This design comes from an exercise in tuning for small area and a short achievable clock period on the open sky130 flow, not from production work. Function was checked by simulation only, so behaviour that the tests miss may differ from the original.

CTS result over the die:
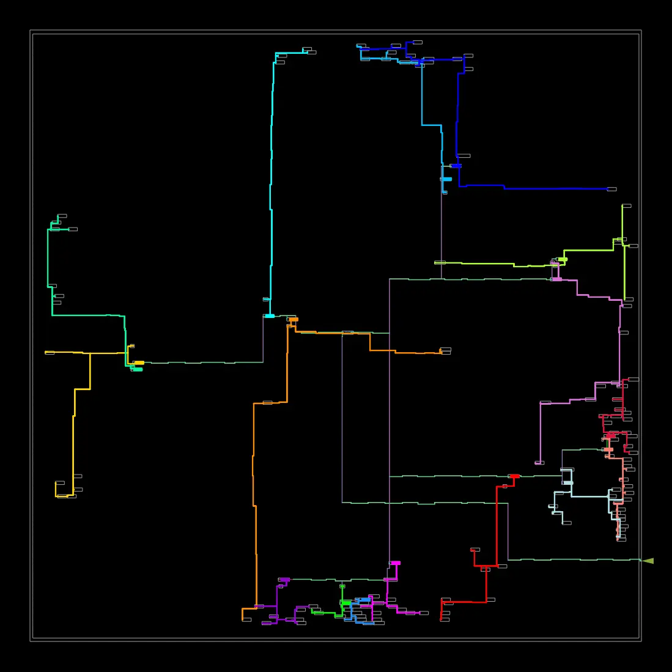
Metal layers overlaid:
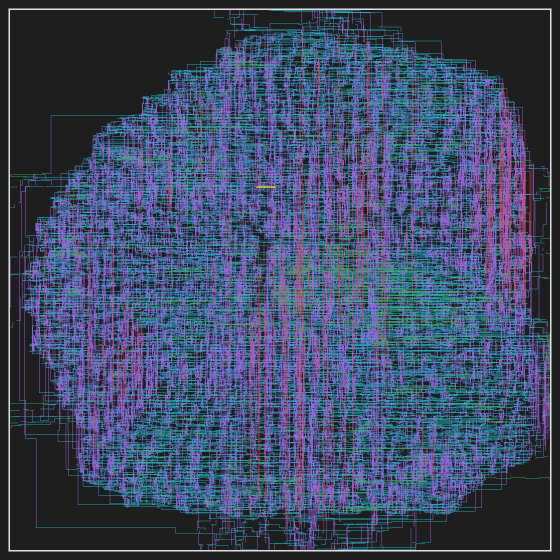
Signal wires on met2:
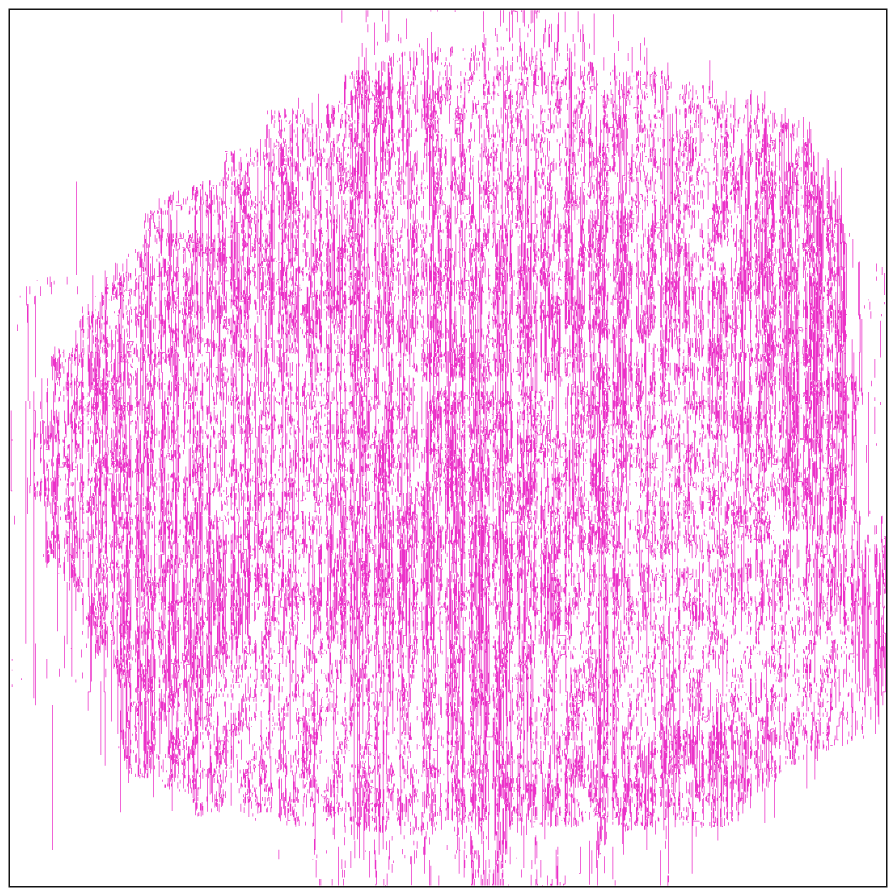
Wiring heat map:
Scale bar: 100 um. The die is cut into 25 by 25 equal tiles; dark blue is low, red is high, scaled to the fullest tile. Values are wire area over tile area, all layers added.
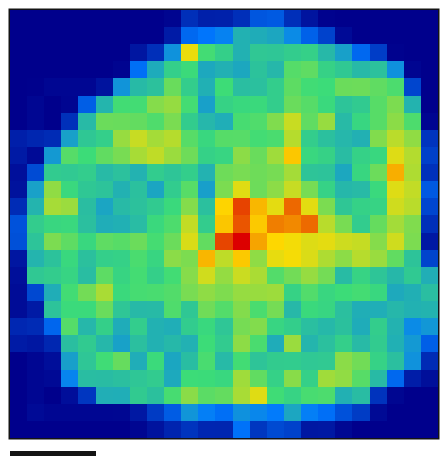
`design/flow/config.mk`:
```
export PLATFORM = sky130hd
export DESIGN_NAME = div_top
export DESIGN_NICKNAME = div_top
export VERILOG_FILES = /design/flow/design.v
export SDC_FILE = /design/flow/constraint.sdc
export NUM_CORES = 4
export LEC_CHECK = 0
export CAP_MARGIN = 20
export CORE_MARGIN = 2
export CORE_UTILIZATION = 40
export SLEW_MARGIN = 20
```
`design/flow/constraint.sdc`:
```
create_clock -name core_clock -period 170.0 [get_ports {clk}]
set_input_delay 34.0000 -clock core_clock [delete_from_list [all_inputs] [get_ports {clk}]]
set_output_delay 34.0000 -clock core_clock [all_outputs]
set_load 0.01 [all_outputs]
```
`design/flow/design.v`:
```
module division #(parameter WIDTH = 32)
    (
    input wire [WIDTH-1:0] dvd,       
    input wire [WIDTH-1:0] dvs,       
    input wire reset_n,               
    output reg [WIDTH-1:0] qot,       
    output reg [WIDTH-1:0] rmd        
    );
    reg [WIDTH-1:0] dvd_copy;         
    reg [WIDTH-1:0] dvs_copy;         
    reg [WIDTH:0] m;                  
    reg [WIDTH:0] acml;               
    reg [WIDTH-1:0] q;                
    integer n;                        
    always @*
        begin
            if (!reset_n)
                begin
                    qot = 0;
                    rmd = 0;
                end
            else
                begin
                    dvd_copy = dvd;
                    dvs_copy = dvs;
                    acml = 0;
                    m = {1'b0,dvs_copy};
                    q = dvd_copy;
                    for ( n=WIDTH; n>0; n=n-1 )
                        begin
                            acml = {acml[WIDTH-1:0],q[WIDTH-1]};  
                            q[WIDTH-1:1] = q[WIDTH-2:0];
                            acml = acml - m;
                            if (acml[WIDTH] == 0)
                                begin
                                     q[0] = 1;
                                 end
                            else
                                begin
                                    q[0] = 0;
                                    acml = acml + m;
                                end
                        end
                    qot = q;
                    rmd = acml;
                end
        end
endmodule : division
module div_top #(parameter WIDTH = 32)
    (
    input  wire             clk,
    input  wire             rst_n,      
    input  wire [WIDTH-1:0] dvd,        
    input  wire [WIDTH-1:0] dvs,        
    output reg  [WIDTH-1:0] qot,        
    output reg  [WIDTH-1:0] rmd         
    );
    reg  [WIDTH-1:0] dvd_r;
    reg  [WIDTH-1:0] dvs_r;
    wire [WIDTH-1:0] qot_w;
    wire [WIDTH-1:0] rmd_w;
    always @(posedge clk)
        begin
            if (!rst_n)
                begin
                    dvd_r <= 0;
                    dvs_r <= 0;
                    qot   <= 0;
                    rmd   <= 0;
                end
            else
                begin
                    dvd_r <= dvd;
                    dvs_r <= dvs;
                    qot   <= qot_w;
                    rmd   <= rmd_w;
                end
        end
    division #(.WIDTH(WIDTH)) division_inst (.dvd(dvd_r), .dvs(dvs_r), .qot(qot_w), .rmd(rmd_w), .reset_n(1'b1));
endmodule
```
`design/flow/run.sh`:
```
#!/bin/bash
# synth_recipe.tcl (not shown) runs the flow's synth.tcl, then flattens the netlist and writes it again
# the make line also repeats each setting of config.mk as NAME=value (left out here)
make -C /OpenROAD-flow-scripts/flow DESIGN_CONFIG=/design/flow/config.mk WORK_HOME=/design/flow/orfs CLKGATE_MAP_FILE= SYNTH_SCRIPT=/design/flow/synth_recipe.tcl finish
```
==> results.sh <==
export IMPL_power_density_nw_per_um2=19850
export IMPL_p_sw_w=1.164
export IMPL_synth_seq_area_share=0.02621
export IMPL_dieArea_um2=248300
export IMPL_async_flop_share=0
export IMPL_cp_endpoint="rmd[1]"
export IMPL_area_delta_synth_final_pct=10.96
export IMPL_hold_ws_ns=0.7993
export IMPL_max_freq_mhz=6.336
export IMPL_synth_area_leader_cell="ha_1"
export IMPL_track_usage=0.2551
export IMPL_synth_simple_area_share=0.1595
export IMPL_whs_endpoint="rmd[0]"
export IMPL_clock_sinks=128
export IMPL_vias_per_cell=5.622
export IMPL_hpwl_um=261000
export IMPL_worst_setup_path_start_kind="flip-flop"
export IMPL_chipWidth_um=498.3
export IMPL_yosys_top_cells_count="2147 x ha_1, 1259 x o21ai_0, 1212 x nand2_1, 1200 x a21oi_1, 1171 x xnor2_1"
export IMPL_required_ns=170.48
export IMPL_gp_congestion=0.9484
export IMPL_final_cells=16990
export IMPL_mostFrequentLayoutCell="ha_1"
export IMPL_finalSetupViolations=0
export IMPL_synth_fa_ha_area_frac=0.2879
export IMPL_p_total_w=2.153
export IMPL_p_seq_frac=0
export IMPL_synthMuxAreaShare=0.05029
export IMPL_reg2regPathDepth=912
export IMPL_cp_num_buf_inv=30
export IMPL_status="timing/DRC/antenna clean"
export IMPL_syn_area_um2=97750
export IMPL_switching_share=0.5405
export IMPL_vias=95510
export IMPL_r2r_end="rmd[1]"
export IMPL_ios=130
export IMPL_worstSkewPairLatency_ns=0.60
export IMPL_ys_seq_elements=128
export IMPL_synthesis_nets=15600
export IMPL_worst_pin_slew_ns=1.132
export IMPL_cpMostUsedCell="o21ai_0"
export IMPL_place_inst=16850
export IMPL_hold_violations=0
export IMPL_max_vdd_ir_drop_mv=8.890
export IMPL_synth_most_common_cell="ha_1"
export IMPL_syn_avg_cell_area_um2=7.338
export IMPL_clock_skew_ns=0.04688
export IMPL_grt_pass1_wl_um=501300
export IMPL_cp_top_family="compound AO/OA/AOI/OAI gates"
export IMPL_final_net_count=16050
export IMPL_internal_power_w=0.9892
export IMPL_maxUsedRoutingLayer="met5"
export IMPL_routedWlPerCell_um=19.65
export IMPL_drc_errors=0
export IMPL_core_um2=243200
export IMPL_clock_power_w=0.0000472
export IMPL_synth_edf_count=0
export IMPL_final_setup_tns_ns=0
export IMPL_ant_nets=0
export IMPL_cp_arrival_ns=158.30
export IMPL_wl_um=333900
export IMPL_p_leak_nw=53.24
export IMPL_clock_power_share=0
export IMPL_worstPathMaxFanout=30
export IMPL_grt_antenna_before_repair=19
export IMPL_synthXorXnorAreaFrac=0.1561
export IMPL_crit_type="flip-flop to flip-flop"
export IMPL_critPathMaxStageDelay_ns=0.70
export IMPL_powerComb_w=2.15
export IMPL_synth_compound_area_frac=0.2815
export IMPL_route_met2_wl_um=143200
export IMPL_report_final_slew_viol_count=0
export IMPL_die_h_um=498.3
export IMPL_ys_flop_type="dfxtp_1"
export IMPL_critPathCaptureType="flip-flop"
export IMPL_hold_start="dvd_r[0]"
export IMPL_clk_pin_slew_ns=0.11
export IMPL_overflow=0
export IMPL_synth_top_family_by_area="adder cells"
export IMPL_fin_crit_sh=0.9284
export IMPL_layout_min_cycle_time_ns=157.82
export IMPL_maxPowerGroup="combinational cells"
export IMPL_drtIter0Drc=7308
export IMPL_synth_top_area_share=0.2748
export IMPL_wl_met1_um=159500
export IMPL_worstReg2RegStart="dvd_r[31]"
Notes on 'CTS result over the die' above:
number of buffers created by CTS: 17
CTS root buf: clkbuf_16
Max H-tree Level: 4

Notes on 'metal layers overlaid' above:
Key: red = metal 4 [wire length 11800 um]; yellow = metal 5 [wire length 15.6 um]; green = metal 3 [wire length 19300 um]; cyan = metal 1 [wire length 160 mm]; purple = metal 2 [wire length 143 mm]

Notes on 'signal wires on met2' above:
The wires run mostly vertical. The longest straight run is 216 um. The layer holds 43% of the routed length.

Notes on 'wiring heat map' above:
The emptiest ninth of the die: north-west. 16% of the tiles are nearly empty. 33% of the tiles are over half the peak. The fullest tile reaches 0.58. The mean over all tiles is 0.22.

-- metrics by stage --
step | util | setup WS (ns) | area [um^2]
after global placement | 0.4337 | 2.148 | 105500
after global routing | 0.4459 | -0.8223 | 108500
after CTS | 0.4365 | 0.1443 | 106200
after detailed placement | 0.4338 | 0.2567 | 105500
after floorplan | - | 4.196 | 97750
final | 0.4459 | 12.18 | 108500
-- layer usage --
metal,global-route usage,vias to the layer above
li1,-,48820
met1,0.3617,43920
met2,0.4070,2398
met3,0.02215,366
met4,0.07595,2
met5,0,-
-- what timing repair did --
action / in CTS / in global routing
setup endpoints to repair: 31 / 35
cloned: 0 / 11
hold buffers: 0 / 0
resized for setup: 4 / 330
pin swaps: 0 / 217
buffers inserted: 0 / 99
-- state kept, by name, indices dropped and copies added (netlist names) --
name   cells
dvd_r     32
rmd       32
dvs_r     32
qot       32
-- cell type report --
class                           instances  area, um^2
Fill cell                           24810      134800
Multi-Input combinational cell      12200       92910
Timing Repair Buffer                  615        5213
Tap cell                             3202        4006
Inverter                              805        3032
Sequential cell                       128        2673
Clock buffer                           18       429.2
Clock inverter                         14       193.9
Antenna cell                            3       7.507

## port drivers added, routing unchanged
How much do the figures lean on ideal ports? The routed layout below was timed once more, with nothing changed but the port constraints. Step 1 (the two cells are an assumption about what drives the block):
set clk [get_ports {clk}]
set_driving_cell -lib_cell sky130_fd_sc_hd__clkbuf_16 $clk
set_driving_cell -lib_cell sky130_fd_sc_hd__buf_2 [delete_from_list [all_inputs] $clk]
Step 2 also shifts input and output timing later by t, the mid clock arrival at the registers, as if the neighbouring blocks saw the same clock. Three values: ideal, step 1, step 2; two values: the first two.
shift t [ns]: 0.674
setup slack, ns: 12.180 / 12.180 / 12.180
hold slack, ns: 0.799 / 0.799 / 0.799
worst setup path at the end: register to register
worst register clock-pin slew, ns: 0.12 / 0.12
After both steps setup and hold are still met in this run. For this run, drivers alone change the setup slack by 0.000 ns; drivers and shift together by 0.000 ns.
